From an optimization exercise on the open Yosys and OpenROAD flow, aimed at small area; shortcuts taken in it are not production practice.
Function was checked by simulation only, so behaviour that the tests miss may differ from the original.
The series may have gaps, and a smaller design here may also do less where the tests do not look.
Power and IR drop assume default switching activity.

run_1/io_placement.png
Pins as bars across the die edge, other pins in grey.
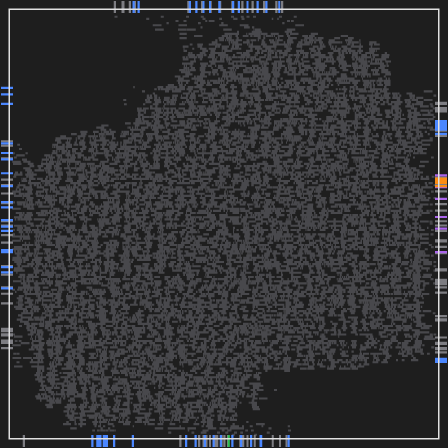
run_1/metal_density.png
27 x 27 tiles, from white (low) to dark blue (high), scaled to the fullest tile. Values are wire area over tile area, all layers added.
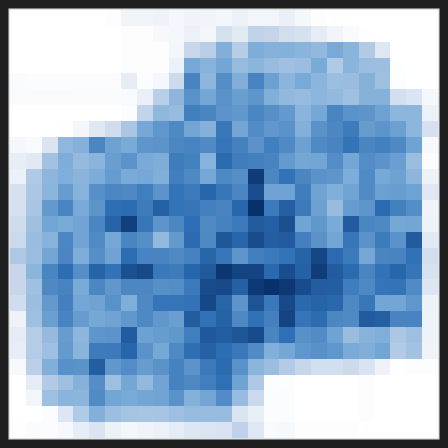
run_1/clk_routes.png
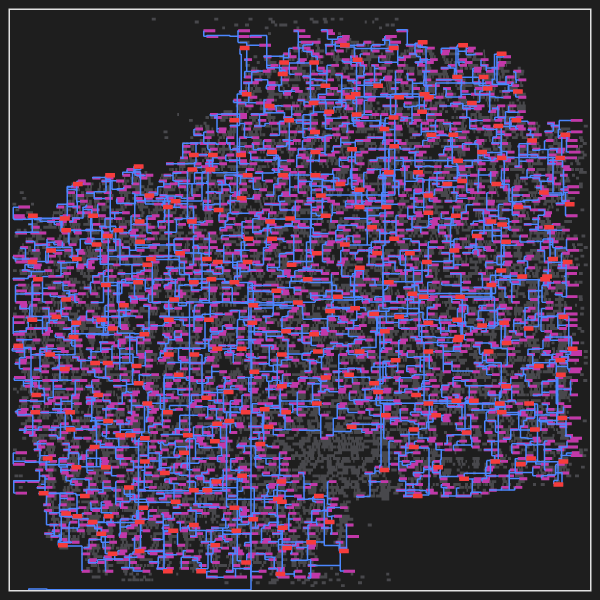
run_1/clock_tree.png
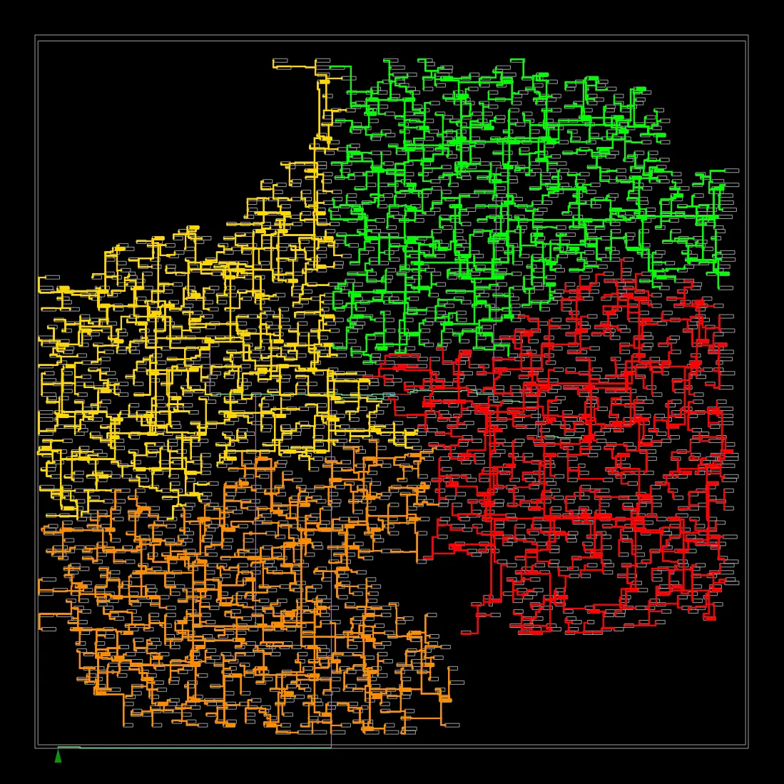
<file path="flow/run.sh">
#!/bin/bash
# synth_recipe.tcl (not shown) runs the flow's synth.tcl, then flattens the netlist and writes it again
# the make line also repeats each setting of config.mk as NAME=value (left out here)
make -C /OpenROAD-flow-scripts/flow DESIGN_CONFIG=/design/flow/config.mk WORK_HOME=/design/flow/orfs CLKGATE_MAP_FILE= SYNTH_SCRIPT=/design/flow/synth_recipe.tcl finish
</file>
<file path="flow/config.mk">
export PLATFORM = sky130hd
export DESIGN_NAME = rob
export DESIGN_NICKNAME = rob
export VERILOG_FILES = /design/flow/design.v
export SDC_FILE = /design/flow/constraint.sdc
export NUM_CORES = 4
export LEC_CHECK = 0
export CAP_MARGIN = 20
export CORE_MARGIN = 2
export CORE_UTILIZATION = 40
export SLEW_MARGIN = 20
</file>
<file path="flow/constraint.sdc">
create_clock -name core_clock -period 5.0 [get_ports {clk}]
set_input_delay 1.0000 -clock core_clock [delete_from_list [all_inputs] [get_ports {clk}]]
set_output_delay 1.0000 -clock core_clock [all_outputs]
set_load 0.01 [all_outputs]
</file>
<file path="flow/design.v">
module rob(
    input  logic        clk,
    input  logic        rst,
    input  logic        decode,
    input  logic [4:0]  rdaddr,
    input  logic [5:0]  pr,
    input  logic [63:0] current_pc,
    input  logic        exception,
    output logic [4:0]  rd_rob,        
    output logic        full,
    input  logic        reorder,
    input  logic [4:0]  result_rd_tag,
    output logic [5:0]  rob_pr,        
    input  logic        writeback,
    output logic        wb_ready,
    output logic [4:0]  rd_id,
    output logic [5:0]  wb_pr,
    output logic [63:0] wb_pc,
    output logic        wb_exception
    );
    logic [75:0] rob_data [32];
    logic        rob_v    [32];
    logic        rob_rd_v [32];
    logic [4:0] head, tail;
    logic [5:0] count;
    logic do_decode, do_commit;
    assign rd_rob    = tail;
    assign full      = (count == 6'd32);
    assign do_decode = decode && !full;
    assign do_commit = writeback && rob_v[head] && rob_rd_v[head];
    integer i;
    always_ff @(posedge clk) begin
        if(rst)begin
            for(i=0;i<32;i++)begin
                rob_v[i]    <= 1'b0;
                rob_rd_v[i] <= 1'b0;
                rob_data[i] <= '0;
            end
            head     <= 0;
            tail     <= 0;
            count    <= 0;
            wb_ready <= 0;
        end
        else begin
            wb_ready <= 0;
            if(do_decode) begin
                rob_v[tail]    <= 1;
                rob_rd_v[tail] <= 0;
                rob_data[tail] <= {rdaddr, pr, current_pc, exception};
                tail <= tail+1;
            end
            if(reorder) begin
                rob_pr <= rob_data[result_rd_tag][70:65];
                rob_rd_v[result_rd_tag] <= 1;
            end
            if(do_commit) begin
                wb_ready     <= 1;
                {rd_id, wb_pr, wb_pc, wb_exception} <= rob_data[head];
                rob_v[head]    <= 1'b0;
                rob_rd_v[head] <= 1'b0;
                rob_data[head] <= '0;
                head <= head+1;
            end
            count <= count + {5'd0, do_decode} - {5'd0, do_commit};
        end
    end
endmodule
</file>
==> run_results.csv, run 1 <==
group,metric,value,unit
routing,drcViolationCount,0,
global_route,use_met1,40.3,%
setup_path,timing.critical_path.to,"full",
placement,post_dp_cell_area,122000,µm²
floorplanning,start_util,40.3,%
timing,post-route-min-period,4.11,ns
finish,inverters,19,
setup_path,cp_slowest_stage_delay,0.64,ns
timing,rsz0062_at_grt,"no",
logic_synthesis,yosys.area.top_type_share,42.9,%
pwr,power.share.sequential,46.8,%
setup_path,reg2reg_to,"rob_data[15][18]",
finish,nFillCells,27300,
outcome,status,"finished clean",
logic_synthesis,synth_edf_count,82,
timing,post-route-period-util,82.3,%
logic_synthesis,yosysMostFrequentCell,"dfxtp_1",
pwr,p_sw_share,24.2,%
clocking,cts.path.max_buffers,4,
placement,dp.cells,15700,
pwr,p_comb,2360,µW
finish,regMostFlops,"rob_data",
pwr,power.density,345,nW/µm²
pwr,power_leader,"the clock network",
pwr,power.leakage,0.0478,µW
setup_path,critPathMaxFanout,7,
setup_path,cp-startpoint,"count[2]",
timing,setup_violations,0,
routing,via_per_inst,6.50,
worst_hold_path,hp-start,"rob_data[3][72]",
routing,drt_first_pass_iters,8,
setup_path,crit_path_end_kind,"primary output",
routing,dr_wl_met3,59.5,mm
global_route,grt_busiest_layer,"met2",
logic_synthesis,ys_top_cells_by_count,"dfxtp_1, a21oi_1, nor2_1",
clocking,hold_buffers,0,
logic_synthesis,syn_nets,13000,
flow_run,maxCapViolCount,0,
setup_path,crit_arrival,3.11,ns
worst_hold_path,hold_class,"register to register",
logic_synthesis,synth_warnings,1,
setup_path,required,4.00,ns
clocking,cts_tree,"built",
finish,multi_input_area,58700,µm²
floorplanning,die_h,546,µm
worst_hold_path,holdPathEnd,"rob_data[3][72]",
routing,met2RoutedLength,214,mm
finish,nClkBuffers,436,
global_route,grt_pass1_vias,102000,
setup_path,slowest_stage,"clkdlybuf4s50_1",
logic_synthesis,synth-compound-area-share,13.4,%
setup_path,cp_cell_sequence,"inv_1, ha_1, nand4bb_1, inv_1, clkdlybuf4s50_1",
logic_synthesis,synth_seq_cells,2600,
logic_synthesis,synthArstFlopShare,0,%
finish,clk_share,7.26,%
pwr,intPower,34400,µW
placement,dp_hpwl,251,mm
## Picture notes: io_placement.png
colour	port	pins	direction	edge
green	writeback	1	input	bottom
blue	current_pc	64	input	21 bottom, 18 left, 13 top, 12 right
purple	wb_pr	6	output	right
orange	result_rd_tag	5	input	right

## Picture notes: metal_density.png
tiles over half the peak	49%
densest ninth of the die	middle
mean over tiles	0.29
emptiest ninth of the die	top left
fullest tile	0.69
nearly empty tiles	16%
vias: 106,000
WL final: 490 mm
per-cell routed wire length: 30.2 µm
GR Util All Layers: 31.5%

## Picture notes: clk_routes.png
[blue] clock wires | length: 33.6 mm
[red] clock drivers | count: 289
[magenta] flip-flops | count: 2,600
routed clock nets	290
clock skew: 0.0796 ns
P_clk: 21,700 µW
Clk network pwr share: 48.0%

## Picture notes: clock_tree.png
clock sink count: 2,600
Num CTS Buffers: 289
CTS root buffer: clkbuf_16
CTS H-tree depth: 5
count of flip-flops and latches: 2,600

==> run 2, diff against run 1 <==
==> flow/design.v (replaced) <==
module rob(
    input  logic        clk,
    input  logic        rst,
    input  logic        decode,
    input  logic [4:0]  rdaddr,
    input  logic [5:0]  pr,
    input  logic [63:0] current_pc,
    input  logic        exception,
    output logic [4:0]  rd_rob,        
    output logic        full,
    input  logic        reorder,
    input  logic [4:0]  result_rd_tag,
    output logic [5:0]  rob_pr,        
    input  logic        writeback,
    output logic        wb_ready,
    output logic [4:0]  rd_id,
    output logic [5:0]  wb_pr,
    output logic [63:0] wb_pc,
    output logic        wb_exception
    );
    logic [75:0] rob_data [32];
    logic [31:0] rob_rd_v;             
    logic [4:0]  head, tail;
    logic        full_r;
    logic [31:0] wsel, wsel_n;         
    logic [31:0] last_oh;              
    logic [31:0] ctag_oh;              
    logic empty, do_decode, do_commit;
    logic [4:0]  tail_nx;
    logic        full_nx;
    logic [31:0] head_oh, tail_oh, rtag_oh, wsel_nx;
    always_comb begin
        for (int k = 0; k < 32; k++) begin
            head_oh[k] = (head == k[4:0]);
            tail_oh[k] = (tail == k[4:0]);
            rtag_oh[k] = (result_rd_tag == k[4:0]);
            wsel_nx[k] = (tail_nx == k[4:0]) && !full_nx;
        end
    end
    assign rd_rob    = tail;
    assign full      = full_r;
    assign empty     = (head == tail) && !full_r;
    assign do_decode = decode && !full_r;
    assign do_commit = writeback && !empty && |(rob_rd_v & head_oh);
    always_comb begin
        if (rst) begin
            tail_nx = '0;
            full_nx = 1'b0;
        end else begin
            tail_nx = do_decode ? tail + 5'd1 : tail;
            if (do_decode && !do_commit && (tail + 5'd1 == head)) full_nx = 1'b1;
            else if (do_commit && !do_decode)                     full_nx = 1'b0;
            else                                                  full_nx = full_r;
        end
    end
    always_ff @(posedge clk) begin
        for (int k = 0; k < 32; k++)
            rob_data[k] <= ({76{wsel[k]}}   & {rdaddr, pr, current_pc, exception})
                         | ({76{wsel_n[k]}} & rob_data[k]);
    end
    always_ff @(posedge clk) begin
        tail   <= tail_nx;
        full_r <= full_nx;
        wsel   <= wsel_nx;
        wsel_n <= ~wsel_nx;
        if (rst) begin
            rob_rd_v <= '0;
            head     <= 0;
            wb_ready <= 0;
        end
        else begin
            for (int k = 0; k < 32; k++) begin
                if (do_decode && tail_oh[k]) rob_rd_v[k] <= 1'b0;
                if (reorder && rtag_oh[k])   rob_rd_v[k] <= 1'b1;
                if (do_commit && head_oh[k]) rob_rd_v[k] <= 1'b0;
            end
            if (do_commit) head <= head + 1;
            wb_ready <= do_commit;
        end
    end
    always_ff @(posedge clk) begin
        last_oh <= head_oh;
        ctag_oh <= rtag_oh;
    end
    always_comb begin
        logic [75:0] w;
        logic [5:0]  p;
        w = '0;
        p = '0;
        for (int k = 0; k < 32; k++) begin
            w = w | ({76{last_oh[k]}} & rob_data[k]);
            p = p | ({6{ctag_oh[k]}} & rob_data[k][70:65]);
        end
        {rd_id, wb_pr, wb_pc, wb_exception} = w;
        rob_pr = p;
    end
endmodule
run_2/cell_density.png
24 x 24 tiles, from white (low) to dark blue (high), 0 to 100% covered.
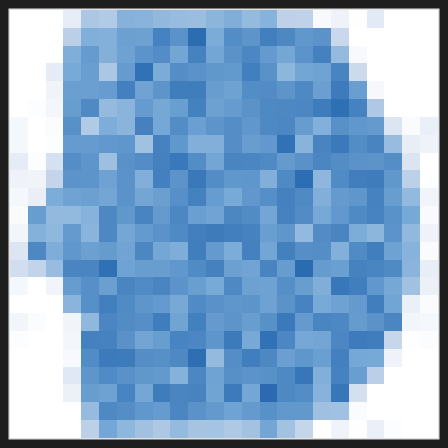
mean over tiles	43%
tiles over 75% full	0.70%
fullest tile	76%
nearly empty tiles	16%

run_2/clk_routes.png
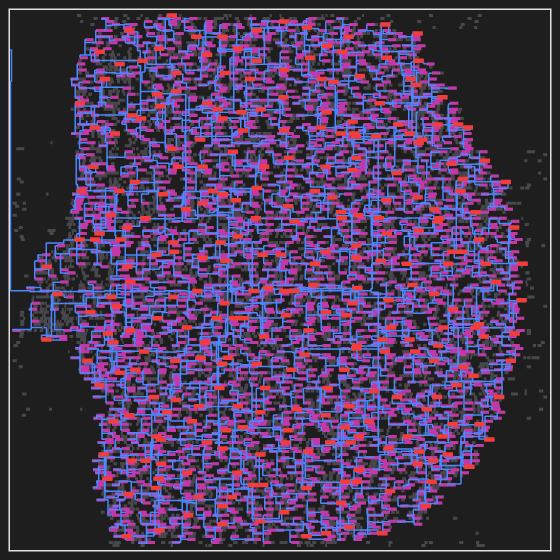
[red] clock drivers | count: 285
[blue] clock wires | length: 30.8 mm
[magenta] flip-flops | count: 2,604
flops lie	spread over the die
Clk network pwr share: 44.1%
clock skew: 0.0586 ns

run_2/io_placement.png
Pins as bars across the die edge, other pins in grey.
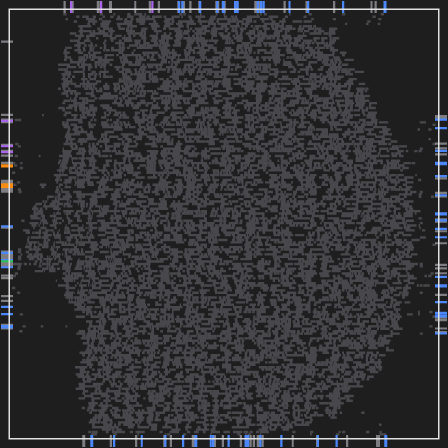
colour	port	pins	direction	edge
green	writeback	1	input	left
orange	result_rd_tag	5	input	left
purple	wb_pr	6	output	3 top, 3 left
blue	current_pc	64	input	20 bottom, 20 right, 16 top, 8 left

run_2/clock_tree.png
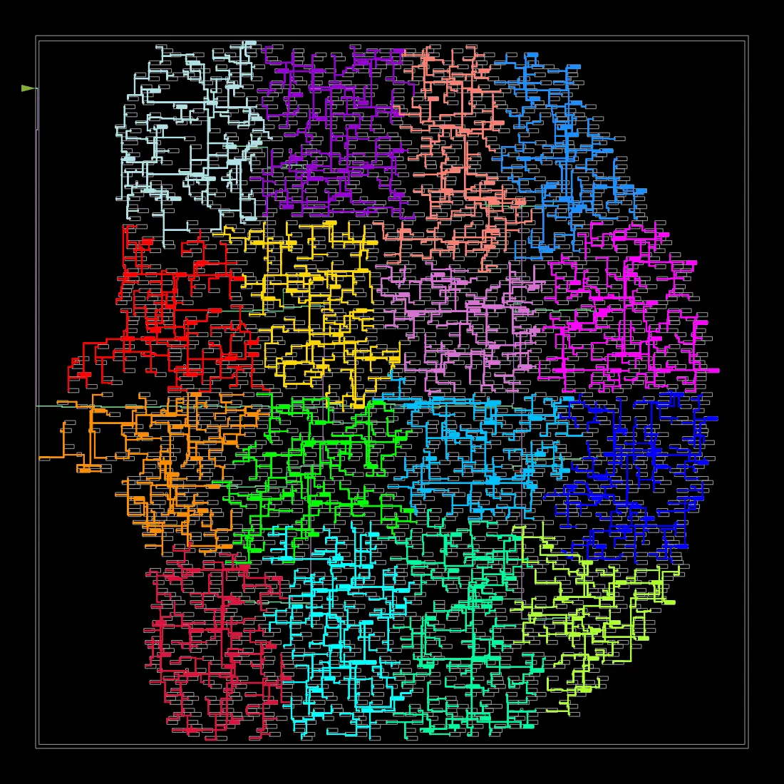
count of flip-flops and latches: 2,604
clock sink count: 2,604
Num CTS Buffers: 285

==> run 2 against run 1 <==
Compared with the run above: still clean on timing, DRC and antenna; critical path depth stayed put; global-route usage is 5.8 points higher; sequential share of layout area is 9.3 points higher; largest power group is now registers.
==> run_results.csv, run 2 <==
group,metric,value,unit
clocking,h-tree-depth,5,
setup_path,crit_arrival,3.98,ns
logic_synthesis,yosys.area.top_type_share,56.3,%
pwr,power_leader,"registers",
routing,routed_wl,462,mm
pwr,intPower,36800,µW
timing,rsz0062_at_grt,"no",
outcome,status,"finished clean",
floorplanning,start_util,40.2,%
routing,dr_total_vias,84500,
finish,nClkBuffers,404,
worst_hold_path,hp-start,"rob_data[12][28]",
setup_path,crit_path_end_kind,"primary output",
pwr,p_comb,3580,µW
placement,post_dp_cell_area,96600,µm²
worst_hold_path,holdPathEnd,"rob_data[12][28]",
logic_synthesis,synth_warnings,2,
routing,drt_first_pass_iters,8,
pwr,power.density,460,nW/µm²
setup_path,reg2reg_to,"rob_rd_v[1]",
clocking,root_buffer,"clkbuf_16",
routing,via_per_inst,7.58,
placement,dp.cells,10600,
finish,inverters,10,
global_route,grt_pass1_vias,78600,
global_route,use_met1,50.3,%
flow_run,maxCapViolCount,0,
pwr,powerClk,21500,µW
==> run 3, diff against run 2 <==
--- a/flow/config.mk
+++ b/flow/config.mk
@@ -8,4 +8,7 @@
 export CAP_MARGIN = 20
 export CORE_MARGIN = 2
 export CORE_UTILIZATION = 40
+export CTS_BUF_LIST = sky130_fd_sc_hd__clkbuf_8
+export CTS_CLUSTER_DIAMETER = 50
+export CTS_CLUSTER_SIZE = 16
 export SLEW_MARGIN = 20
run_3/metal_density.png
24 x 24 tiles, from white (low) to dark blue (high), scaled to the fullest tile. Values are wire area over tile area, all layers added.
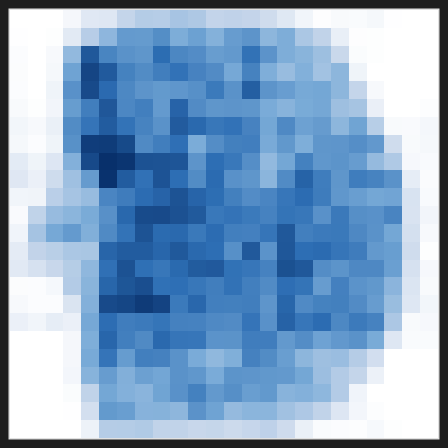
nearly empty tiles	14%
tiles over half the peak	52%
densest ninth of the die	middle
mean over tiles	0.36
vias: 84,200
per-cell routed wire length: 42.1 µm

run_3/clock_tree.png
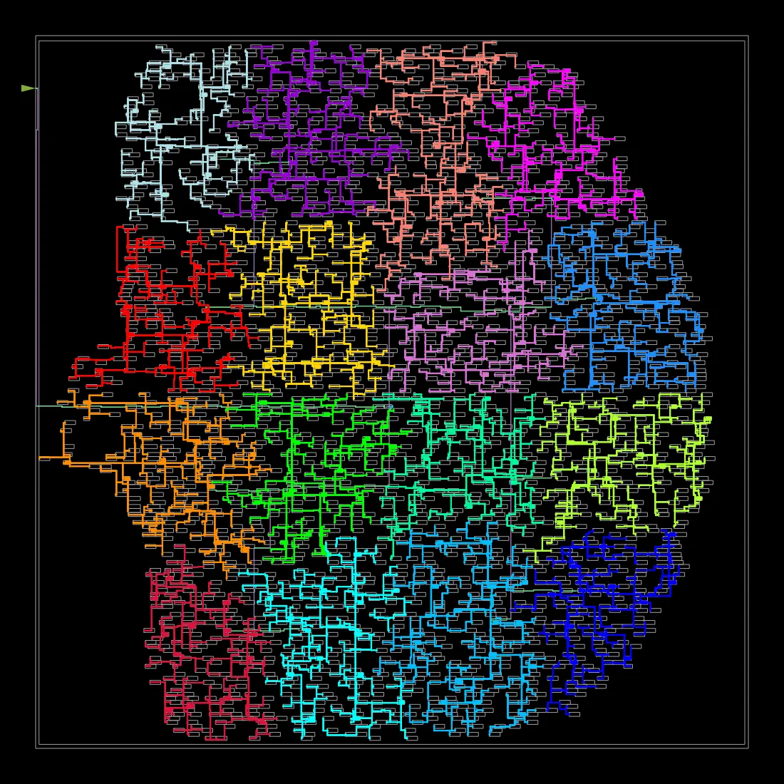
CTS root buffer: clkbuf_8
Num CTS Buffers: 228
CTS H-tree depth: 4

run_3/io_placement.png
Pins as bars across the die edge, other pins in grey.
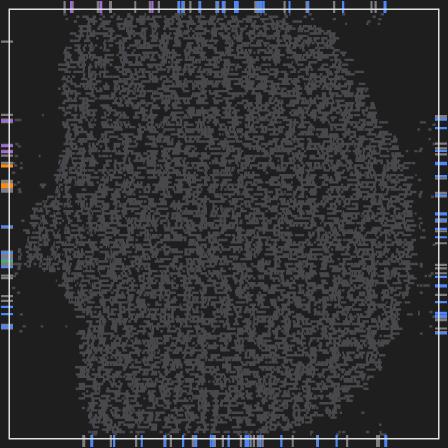
colour	port	pins	direction	edge
green	writeback	1	input	left
orange	result_rd_tag	5	input	left
purple	wb_pr	6	output	3 top, 3 left
blue	current_pc	64	input	20 bottom, 20 right, 16 top, 8 left

run_3/clk_routes.png
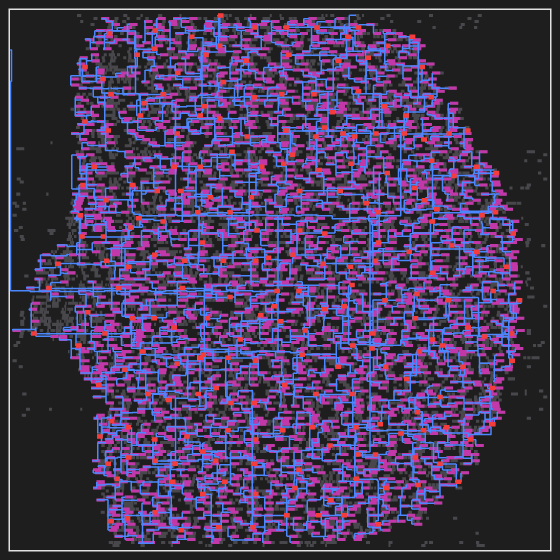
[magenta] flip-flops | count: 2,604
[blue] clock wires | length: 29.3 mm
[red] clock drivers | count: 228
flops lie	spread over the die
P_clk: 13,900 µW
Clk network pwr share: 33.7%
clock skew: 0.0804 ns

==> run 3 against run 2 <==
Compared with the run above: now fails the layout checks on negative setup slack; cell count shrank 0.65%; global-route usage hardly changed; power decreased by 16%; synthesized cell count unchanged; sequential share of layout area is 2.0 points higher; via count fell by 0.40%; die area stayed put; worst hold slack better by 0.0091 ns; clock power fell by 35%; sequential cell count did not move; routed wire length increased by 0.88%; clock skew is 0.022 ns higher.
==> run_results.csv, run 3 <==
group,metric,value,unit
outcome,status,"finished with violations",
outcome,violations,"negative setup slack",
finish,final_cell_mix,"a22o_1, dfxtp_1, a22oi_1",
timing,rsz0062_at_grt,"no",
floorplanning,start_util,40.2,%
logic_synthesis,yosysTopAreaCell,"dfxtp_1",
finish,design.seq.count,2604,
setup_path,slowest_stage,"or4_1",
finish,inverters,10,
setup_path,ff2ff_path_depth,10,
timing,layout_setup_ws,-0.0491,ns
placement,dp.cells,10600,
worst_hold_path,holdPathEnd,"rob_data[13][54]",
logic_synthesis,synth_area,92500,µm²
clocking,cts.path.max_buffers,3,
logic_synthesis,synth_warnings,2,
global_route,grt_pass1_vias,77700,
placement,post_dp_cell_area,96600,µm²
routing,drt_first_pass_iters,8,
worst_hold_path,hp-start,"rob_data[13][54]",
routing,routed_wl,466,mm
setup_path,crit_path_end_kind,"primary output",
worst_hold_path,hold_class,"register to register",
timing,post-route-period-util,101,%
finish,num_antenna_cells,23,
pwr,power_leader,"registers",
finish,largest_class,"flip-flops and latches",
pwr,intPower,29900,µW
global_route,grt_use_met3,13.5,%
pwr,total_power,41000,µW
finish,multi_input_area_share,35.8,%
global_route,grt_pass1_wl,632,mm
routing,via_per_inst,7.60,
global_route,use_met1,50.6,%
floorplanning,die_x,485,µm
finish,nClkBuffers,252,
flow_run,maxCapViolCount,0,
pwr,power.density,403,nW/µm²
timing,fmax,198,MHz
timing,setup_violations,1,
setup_path,reg2reg_to,"rob_rd_v[1]",
logic_synthesis,synth-xor-area-share,0.114,%
logic_synthesis,yosys.area.top_type_share,56.3,%
floorplanning,io_pins,175,
clocking,cts_tree,"built",
logic_synthesis,synth-compound-area-share,35.0,%
setup_path,crit_arrival,4.05,ns
clocking,cts_sinks,2604,
finish,seq_area,52500,µm²
global_route,use_met2,51.3,%
pwr,p_comb,3580,µW
finish,final_cells,11100,
==> run 4: a larger rewrite; changed files in full <==
removed: flow/run.sh
==> flow/design.v <==
module rob(
    input  logic        clk,
    input  logic        rst,
    input  logic        decode,
    input  logic [4:0]  rdaddr,
    input  logic [5:0]  pr,
    input  logic [63:0] current_pc,
    input  logic        exception,
    output logic [4:0]  rd_rob,        
    output logic        full,
    input  logic        reorder,
    input  logic [4:0]  result_rd_tag,
    output logic [5:0]  rob_pr,        
    input  logic        writeback,
    output logic        wb_ready,
    output logic [4:0]  rd_id,
    output logic [5:0]  wb_pr,
    output logic [63:0] wb_pc,
    output logic        wb_exception
    );
    logic [75:0] rob_data [32];
    logic [31:0] rob_rd_v;             
    logic [32*76-1:0] all_data;
    logic [32*6-1:0]  pr_data;
    logic [4:0]  head, tail;
    logic        full_r;
    logic [31:0] wsel, wsel_n;         
    logic [4:0]  ctag;                 
    logic [31:0] last_oh;              
    logic [31:0] ctag_oh;              
    logic empty, do_decode, do_commit;
    logic [4:0]  tail_nx;
    logic        full_nx;
    logic [31:0] head_oh, tail_oh, rtag_oh;
    always_comb begin
        for (int k = 0; k < 32; k++) begin
            head_oh[k] = (head == k[4:0]);
            tail_oh[k] = (tail == k[4:0]);
            rtag_oh[k] = (result_rd_tag == k[4:0]);
        end
    end
    assign rd_rob    = tail;
    assign full      = full_r;
    assign empty     = (head == tail) && !full_r;
    assign do_decode = decode && !full_r;
    assign do_commit = writeback && !empty && |(rob_rd_v & head_oh);
    always_comb begin
        if (rst) begin
            tail_nx = '0;
            full_nx = 1'b0;
        end else begin
            tail_nx = do_decode ? tail + 5'd1 : tail;
            if (do_decode && !do_commit && (tail + 5'd1 == head)) full_nx = 1'b1;
            else if (do_commit && !do_decode)                     full_nx = 1'b0;
            else                                                  full_nx = full_r;
        end
    end
    always_comb
        for (int k = 0; k < 32; k++) begin
            all_data[k*76 +: 76] = rob_data[k];
            pr_data[k*6 +: 6]    = rob_data[k][70:65];
        end
    rob_wsel u_wsel (.tail(tail), .full(full_r), .wsel(wsel), .wsel_n(wsel_n));
    rob_dec  u_ctag (.a(ctag), .oh(ctag_oh));
    always_ff @(posedge clk) begin
        for (int k = 0; k < 32; k++)
            rob_data[k] <= ({76{wsel[k]}}   & {rdaddr, pr, current_pc, exception})
                         | ({76{wsel_n[k]}} & rob_data[k]);
    end
    always_ff @(posedge clk) begin
        tail   <= tail_nx;
        full_r <= full_nx;
        if (rst) begin
            rob_rd_v <= '0;
            head     <= 0;
            wb_ready <= 0;
        end
        else begin
            for (int k = 0; k < 32; k++) begin
                if (do_decode && tail_oh[k]) rob_rd_v[k] <= 1'b0;
                if (reorder && rtag_oh[k])   rob_rd_v[k] <= 1'b1;
                if (do_commit && head_oh[k]) rob_rd_v[k] <= 1'b0;
            end
            if (do_commit) head <= head + 1;
            wb_ready <= do_commit;
        end
    end
    always_ff @(posedge clk) begin
        last_oh <= head_oh;
        ctag    <= result_rd_tag;
    end
    logic [75:0] w;
    logic [5:0]  p;
    rob_rd32 #(.W(76)) u_rd_wb (.sel(last_oh), .data(all_data), .q(w));
    rob_rd32 #(.W(6))  u_rd_pr (.sel(ctag_oh), .data(pr_data),  .q(p));
    assign {rd_id, wb_pr, wb_pc, wb_exception} = w;
    assign rob_pr = p;
endmodule
module rob_wsel(
    input  logic [4:0]  tail,
    input  logic        full,
    output logic [31:0] wsel,
    output logic [31:0] wsel_n
    );
    always_comb begin
        for (int k = 0; k < 32; k++) begin
            wsel[k]   = (tail == k[4:0]) && !full;
            wsel_n[k] = !wsel[k];
        end
    end
endmodule
module rob_dec(
    input  logic [4:0]  a,
    output logic [31:0] oh
    );
    always_comb
        for (int k = 0; k < 32; k++) oh[k] = (a == k[4:0]);
endmodule
module rob_rd32 #(parameter int W = 76) (
    input  logic [31:0]  sel,
    input  logic [32*W-1:0] data,      
    output logic [W-1:0] q
    );
    logic [11*W-1:0] g;                
    for (genvar j = 0; j < 10; j++) begin : grp
        for (genvar b = 0; b < W; b++) begin : bit_
            rob_aoi3 u (.s(sel[3*j +: 3]),
                        .d({data[(3*j+2)*W + b], data[(3*j+1)*W + b], data[3*j*W + b]}),
                        .y(g[j*W + b]));
        end
    end
    for (genvar b = 0; b < W; b++) begin : last_
        assign g[10*W + b] = ~((sel[30] & data[30*W + b]) | (sel[31] & data[31*W + b]));
    end
    always_comb begin
        q = '0;
        for (int j = 0; j < 11; j++) q = q | ~g[j*W +: W];
    end
endmodule
module rob_aoi3(
    input  logic [2:0] s,
    input  logic [2:0] d,
    output logic       y
    );
    assign y = ~|(s & d);
endmodule
==> flow/flow/run.sh <==
#!/bin/bash
# Layout flow: the standard ORFS flow (standard.sh, with the standard
# synthesis), changed only in how the layout is built:
#  - the port buffers are buf_1 cells (the default picks a clkdlybuf4s50_1);
#  - clock tree synthesis uses clkbuf_8 cells for sink clusters of up to 16
#    flip-flops within 50 um, and inserts no dummy loads.
# Everything ORFS prints goes to flow_make.log in this folder; each step's
# own log stays under orfs/logs/.
set -euo pipefail
cts="-sink_clustering_enable -repair_clock_nets -dont_use_dummy_load"
cts+=" -buf_list sky130_fd_sc_hd__clkbuf_8"
cts+=" -sink_clustering_size 16 -sink_clustering_max_diameter 50"
bash standard.sh \
    "CTS_ARGS=$cts" \
    "BUFFER_PORTS_ARGS=-buffer_cell sky130_fd_sc_hd__buf_1" \
    finish > flow_make.log 2>&1
==> flow/standard.sh <==
#!/bin/bash
# synth_recipe.tcl (not shown) runs the flow's synth.tcl, then flattens the netlist and writes it again
# the make line also repeats each setting of config.mk as NAME=value (left out here)
make -C /OpenROAD-flow-scripts/flow DESIGN_CONFIG=/design/flow/config.mk WORK_HOME=/design/flow/orfs CLKGATE_MAP_FILE= SYNTH_SCRIPT=/design/flow/synth_recipe.tcl "${@:-finish}"
==> flow/config.mk <==
export PLATFORM = sky130hd
export DESIGN_NAME = rob
export DESIGN_NICKNAME = rob
export VERILOG_FILES = /design/flow/design.v
export SDC_FILE = /design/flow/constraint.sdc
export NUM_CORES = 4
export LEC_CHECK = 0
export CAP_MARGIN = 20
export CORE_MARGIN = 2
export CORE_UTILIZATION = 60
export SLEW_MARGIN = 20
export SYNTH_HIERARCHICAL = 1
export SYNTH_MINIMUM_KEEP_SIZE = 0
run_4/cell_density.png
39 x 39 tiles, from white (low) to dark blue (high), 0 to 100% covered.
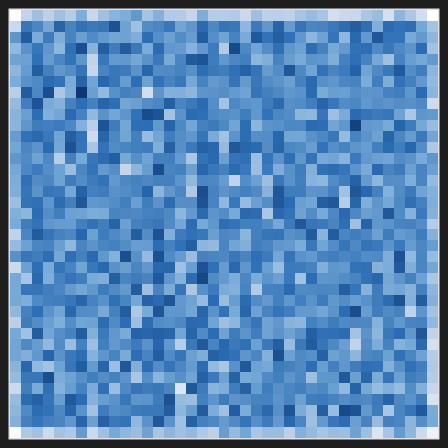
tiles over 75% full	15%
fullest tile	97%
mean over tiles	61%
nearly empty tiles	0.10%

run_4/metal_density.png
39 x 39 tiles, from white (low) to dark blue (high), scaled to the fullest tile. Values are wire area over tile area, all layers added.
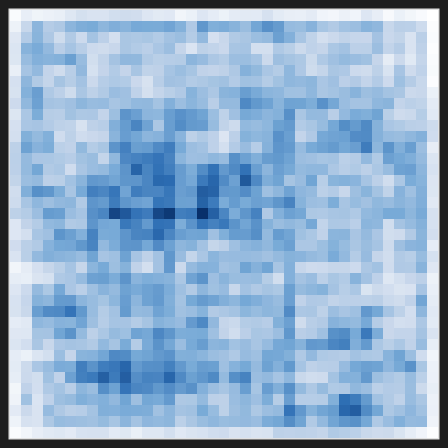
mean over tiles	0.43
nearly empty tiles	0.30%
fullest tile	1.1
densest ninth of the die	middle
GR Util All Layers: 44.8%
vias: 75,800
WL final: 353 mm
per-cell routed wire length: 38.8 µm

run_4/clk_routes.png
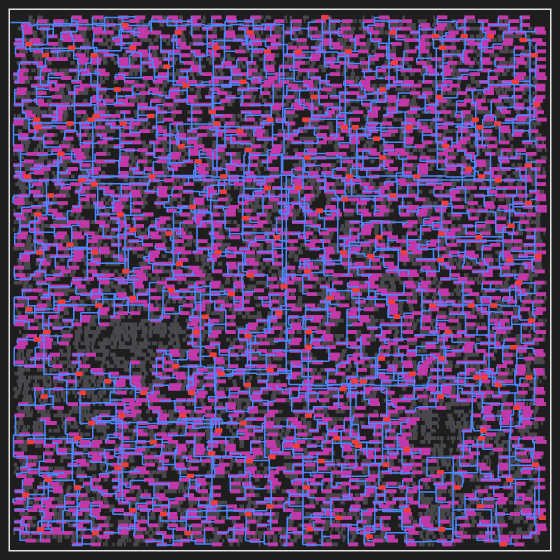
[magenta] flip-flops | count: 2,513
[blue] clock wires | length: 25.4 mm
[red] clock drivers | count: 200
flops lie	spread over the die
routed clock nets	201
Clk network pwr share: 27.2%
P_clk: 9980 µW
clock latency on the worst-skew pair: 0.99 ns

run_4/io_placement.png
Pins as bars across the die edge, other pins in grey.
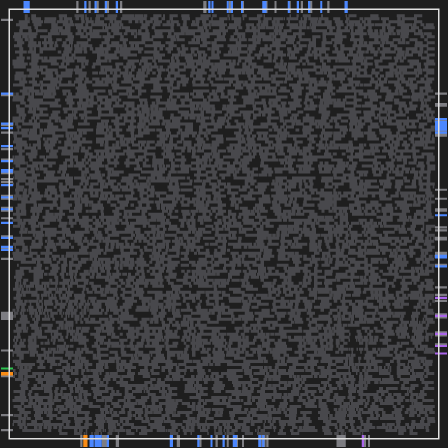
colour	port	pins	direction	edge
purple	wb_pr	6	output	5 right, 1 bottom
blue	current_pc	64	input	20 top, 18 bottom, 14 left, 12 right
orange	result_rd_tag	5	input	3 bottom, 2 left
green	writeback	1	input	left
all pins by edge	51 bottom, 43 left, 43 right, 38 top
die height: 387 µm
DIE WIDTH: 387 µm
# port buffers: 174

==> run 4 against run 3 <==
Compared with the run above: the run now finishes clean; synthesized area down 4.7%; power down 11%; sequential power decreased by 2%; clock power down 28%; combinational power shrank 2%; worst hold slack worse by 0.0087 ns; largest cell class unchanged; core utilization increased by 20 points; first-iteration DRC count down 4.1%.
==> run_results.csv, run 4 <==
group,metric,value,unit
finish,num_antenna_cells,5,
timing,fmax,204,MHz
finish,design.seq.count,2513,
pwr,power.density,393,nW/µm²
clocking,cts.path.max_buffers,3,
setup_path,crit_path_end_kind,"primary output",
global_route,grt_pass1_vias,71600,
setup_path,reg2reg_to,"rob_data[9][58]",
outcome,status,"finished clean",
logic_synthesis,yosysTopAreaCell,"dfxtp_1",
logic_synthesis,synth-xor-area-share,0.109,%
logic_synthesis,synth_area,88200,µm²
logic_synthesis,synthArstFlopShare,0,%
finish,inverters,7,
timing,rsz0062_at_grt,"no",
pwr,p_comb,3510,µW
clocking,numCtsBuffers,200,
timing,post-route-period-util,98.1,%
global_route,use_met2,62.2,%
pwr,power_leader,"registers",
pwr,intPower,27300,µW
pwr,total_power,36700,µW
worst_hold_path,hp-start,"rob_data[28][23]",
clocking,cts_tree,"built",
logic_synthesis,ys_top_cells_by_count,"a22o_1, dfxtp_1, a222oi_1",
routing,drt_first_pass_iters,17,
logic_synthesis,yosys.area.top_type_share,57.0,%
timing,setup_violations,0,
timing,fin_skew,0.0709,ns
placement,dp.cells,8892,
global_route,grt_pass1_wl,506,mm
setup_path,crit_arrival,3.91,ns
finish,largest_class,"flip-flops and latches",
routing,via_per_inst,8.33,
setup_path,slowest_stage,"a222oi_1",
clocking,hold_buffers,0,
flow_run,maxCapViolCount,0,
floorplanning,dieArea,150000,µm²
floorplanning,start_util,60.5,%
setup_path,ff2ff_path_depth,4,
logic_synthesis,synth-compound-area-share,35.2,%
global_route,grt_use_met3,16.6,%
finish,final_cells,9097,
worst_hold_path,holdPathEnd,"rob_data[28][23]",
finish,seq_area,50400,µm²
clocking,h-tree-depth,4,
==> run 5, diff against run 4 <==
--- a/flow/design.v
+++ b/flow/design.v
@@ -31,11 +31,10 @@
     logic empty, do_decode, do_commit;
     logic [4:0]  tail_nx;
     logic        full_nx;
-    logic [31:0] head_oh, tail_oh, rtag_oh;
+    logic [31:0] head_oh, rtag_oh;
     always_comb begin
         for (int k = 0; k < 32; k++) begin
             head_oh[k] = (head == k[4:0]);
-            tail_oh[k] = (tail == k[4:0]);
             rtag_oh[k] = (result_rd_tag == k[4:0]);
         end
     end
@@ -77,7 +76,6 @@
         end
         else begin
             for (int k = 0; k < 32; k++) begin
-                if (do_decode && tail_oh[k]) rob_rd_v[k] <= 1'b0;
                 if (reorder && rtag_oh[k])   rob_rd_v[k] <= 1'b1;
                 if (do_commit && head_oh[k]) rob_rd_v[k] <= 1'b0;
             end
run_5/clock_tree.png
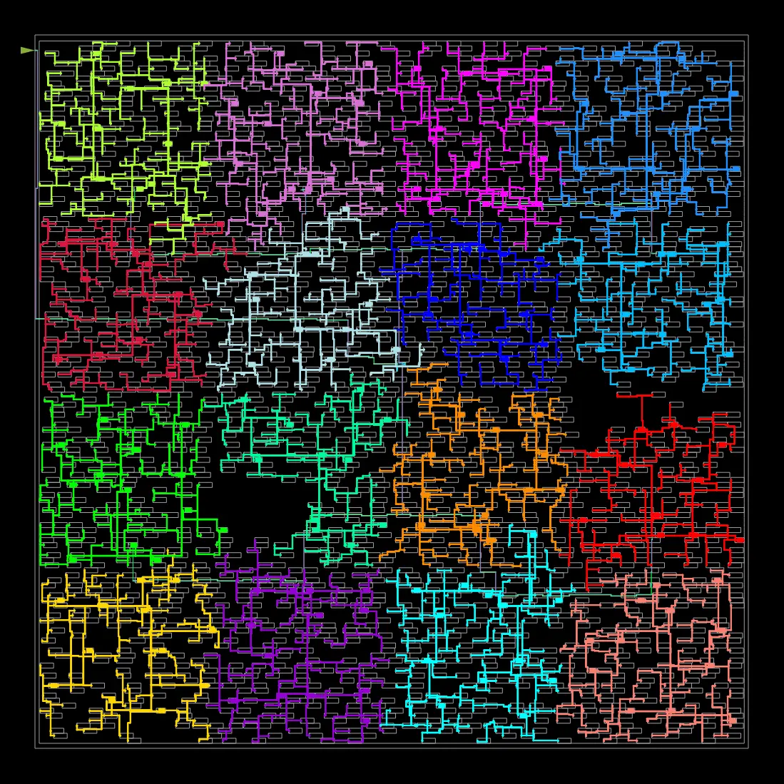
clock sink count: 2,513
Num CTS Buffers: 198
count of flip-flops and latches: 2,513

run_5/cell_density.png
39 x 39 tiles, from white (low) to dark blue (high), 0 to 100% covered.
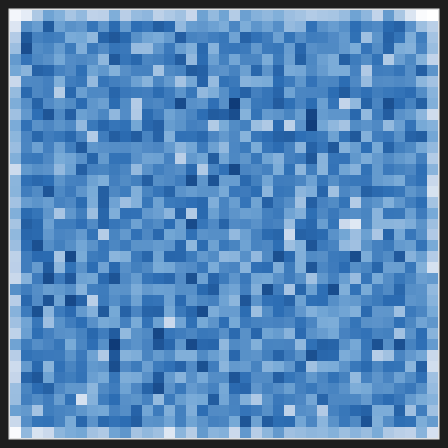
nearly empty tiles	0.10%
tiles over 75% full	16%
fullest tile	95%
mean over tiles	61%

run_5/metal_density.png
39 x 39 tiles, from white (low) to dark blue (high), scaled to the fullest tile. Values are wire area over tile area, all layers added.
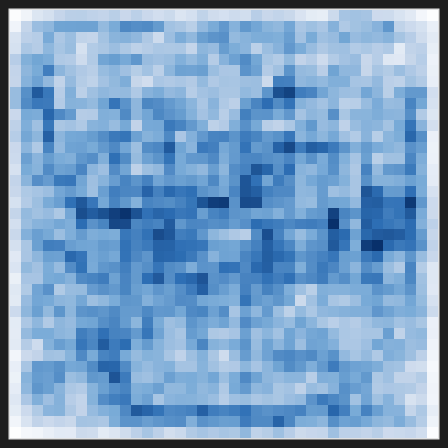
densest ninth of the die	middle
tiles over half the peak	45%
nearly empty tiles	0.20%
mean over tiles	0.42
fullest tile	0.87

run_5/io_placement.png
Pins as bars across the die edge, other pins in grey.
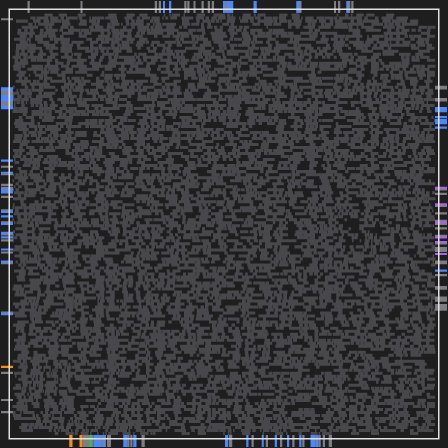
colour	port	pins	direction	edge
blue	current_pc	64	input	22 bottom, 20 left, 13 top, 9 right
purple	wb_pr	6	output	right
orange	result_rd_tag	5	input	4 bottom, 1 left
green	writeback	1	input	bottom
all pins by edge	56 bottom, 44 left, 43 right, 32 top
DIE WIDTH: 387 µm
die height: 387 µm

==> run 5 against run 4 <==
Compared with the run above: still clean; combinational power is 5% lower; non-clock buffer count is 2 higher; synthesized area is 0.34% lower; cell count is 0.55% lower; first-iteration DRC count is 0.82% lower; setup slack better by 0.12 ns; sequential share of layout area hardly changed; routed wire length is 1.3% lower; clock power is 1% lower; register-to-register slack worse by 0.11 ns; design area hardly changed; largest power group unchanged; highest routed layer unchanged.
==> run_results.csv, run 5 <==
group,metric,value,unit
outcome,status,"finished clean",
logic_synthesis,synth_area,87900,µm²
setup_path,cp-start-kind,"register",
finish,inverters,6,
clocking,cts.path.max_buffers,3,
logic_synthesis,synthArstFlopShare,0,%
finish,final_cell_area,93300,µm²
timing,fmax,209,MHz
global_route,grt_pass1_wl,500,mm
timing,rsz0062_at_grt,"no",
setup_path,reg2reg_to,"rob_data[4][2]",
worst_hold_path,holdPathEnd,"ctag[2]",
clocking,cts_tree,"built",
global_route,use_met2,62.8,%
clocking,insertion_delay,0.97,ns
logic_synthesis,yosys.area.top_type_share,57.2,%
clocking,hold_buffers,0,
setup_path,ff2ff_path_depth,4,
flow_run,maxCapViolCount,0,
setup_path,path_buf_inv,2,
routing,dr_total_vias,75100,
finish,largest_class,"flip-flops and latches",
finish,final_cells,9047,
logic_synthesis,synth_ff_type,"dfxtp_1",
finish,multi_input_area,35000,µm²
pwr,p_comb,3330,µW
pwr,power.density,383,nW/µm²
placement,dp_hpwl,189,mm
pwr,p_clk_share,27.7,%
finish,num_antenna_cells,17,
floorplanning,start_util,60.4,%
pwr,power_leader,"registers",
logic_synthesis,synth_edf_count,0,
worst_hold_path,hp-start,"result_rd_tag[2]",
timing,finalMaxSlewViolations,0,
logic_synthesis,synth-compound-area-share,35.3,%
placement,portBuffers,174,
logic_synthesis,synth-xor-area-share,0.148,%
routing,routed_wl,348,mm
setup_path,crit_arrival,3.79,ns
global_route,grt_usage,44.3,%
routing,via_per_inst,8.30,
clocking,post_cts_buffers,0,
finish,seq_area,50400,µm²
timing,post-route-period-util,95.7,%
pwr,total_power,35700,µW
timing,setup_violations,0,
routing,wl_per_cell,38.5,µm
placement,dp.cells,8830,
logic_synthesis,ys_top_cells_by_count,"a22o_1, dfxtp_1, a222oi_1",
global_route,grt_use_met3,15.3,%
clocking,h-tree-depth,4,
pwr,intPower,26700,µW
routing,drt_first_pass_iters,14,
logic_synthesis,yosysSeqAreaShare,57.2,%

## separate check: timing with driven ports
Ports are ideal in the flow. The routed layouts listed here were re-timed in OpenROAD. Step 1: set_driving_cell puts a clkbuf_16 on clk and a buf_2 on each other input, an assumption about the parent block. Step 2, shift: input delay + t, output delay - t, t = (earliest + latest rising clock arrival at the registers) / 2. This alone moves slack from input paths to output paths. Slacks: ideal ports / drivers / drivers and shift; pairs: ideal ports / drivers.
| run | t (ns) | slack for setup (ns) | worst setup path after step 2 | slew at the worst register clock pin (ns) | cell pins on the clock port's net |
|---|---|---|---|---|---|
| run 1 | 0.998 | 0.887 / 0.788 / 0.555 | input to register | 0.07 / 0.07 | 1 |
| run 2 | 1.032 | 0.021 / -0.075 / 0.956 | register to output | 0.07 / 0.07 | 1 |
| run 3 | 1.177 | -0.049 / -0.139 / 1.038 | register to output | 0.12 / 0.12 | 1 |
| run 4 | 1.040 | 0.093 / 0.006 / 1.046 | register to output | 0.11 / 0.11 | 1 |
| run 5 | 1.011 | 0.213 / 0.130 / 1.142 | register to output | 0.11 / 0.11 | 1 |
For run 1, which loses most, drivers alone change the setup slack by -0.099 ns; drivers and shift together by -0.332 ns.
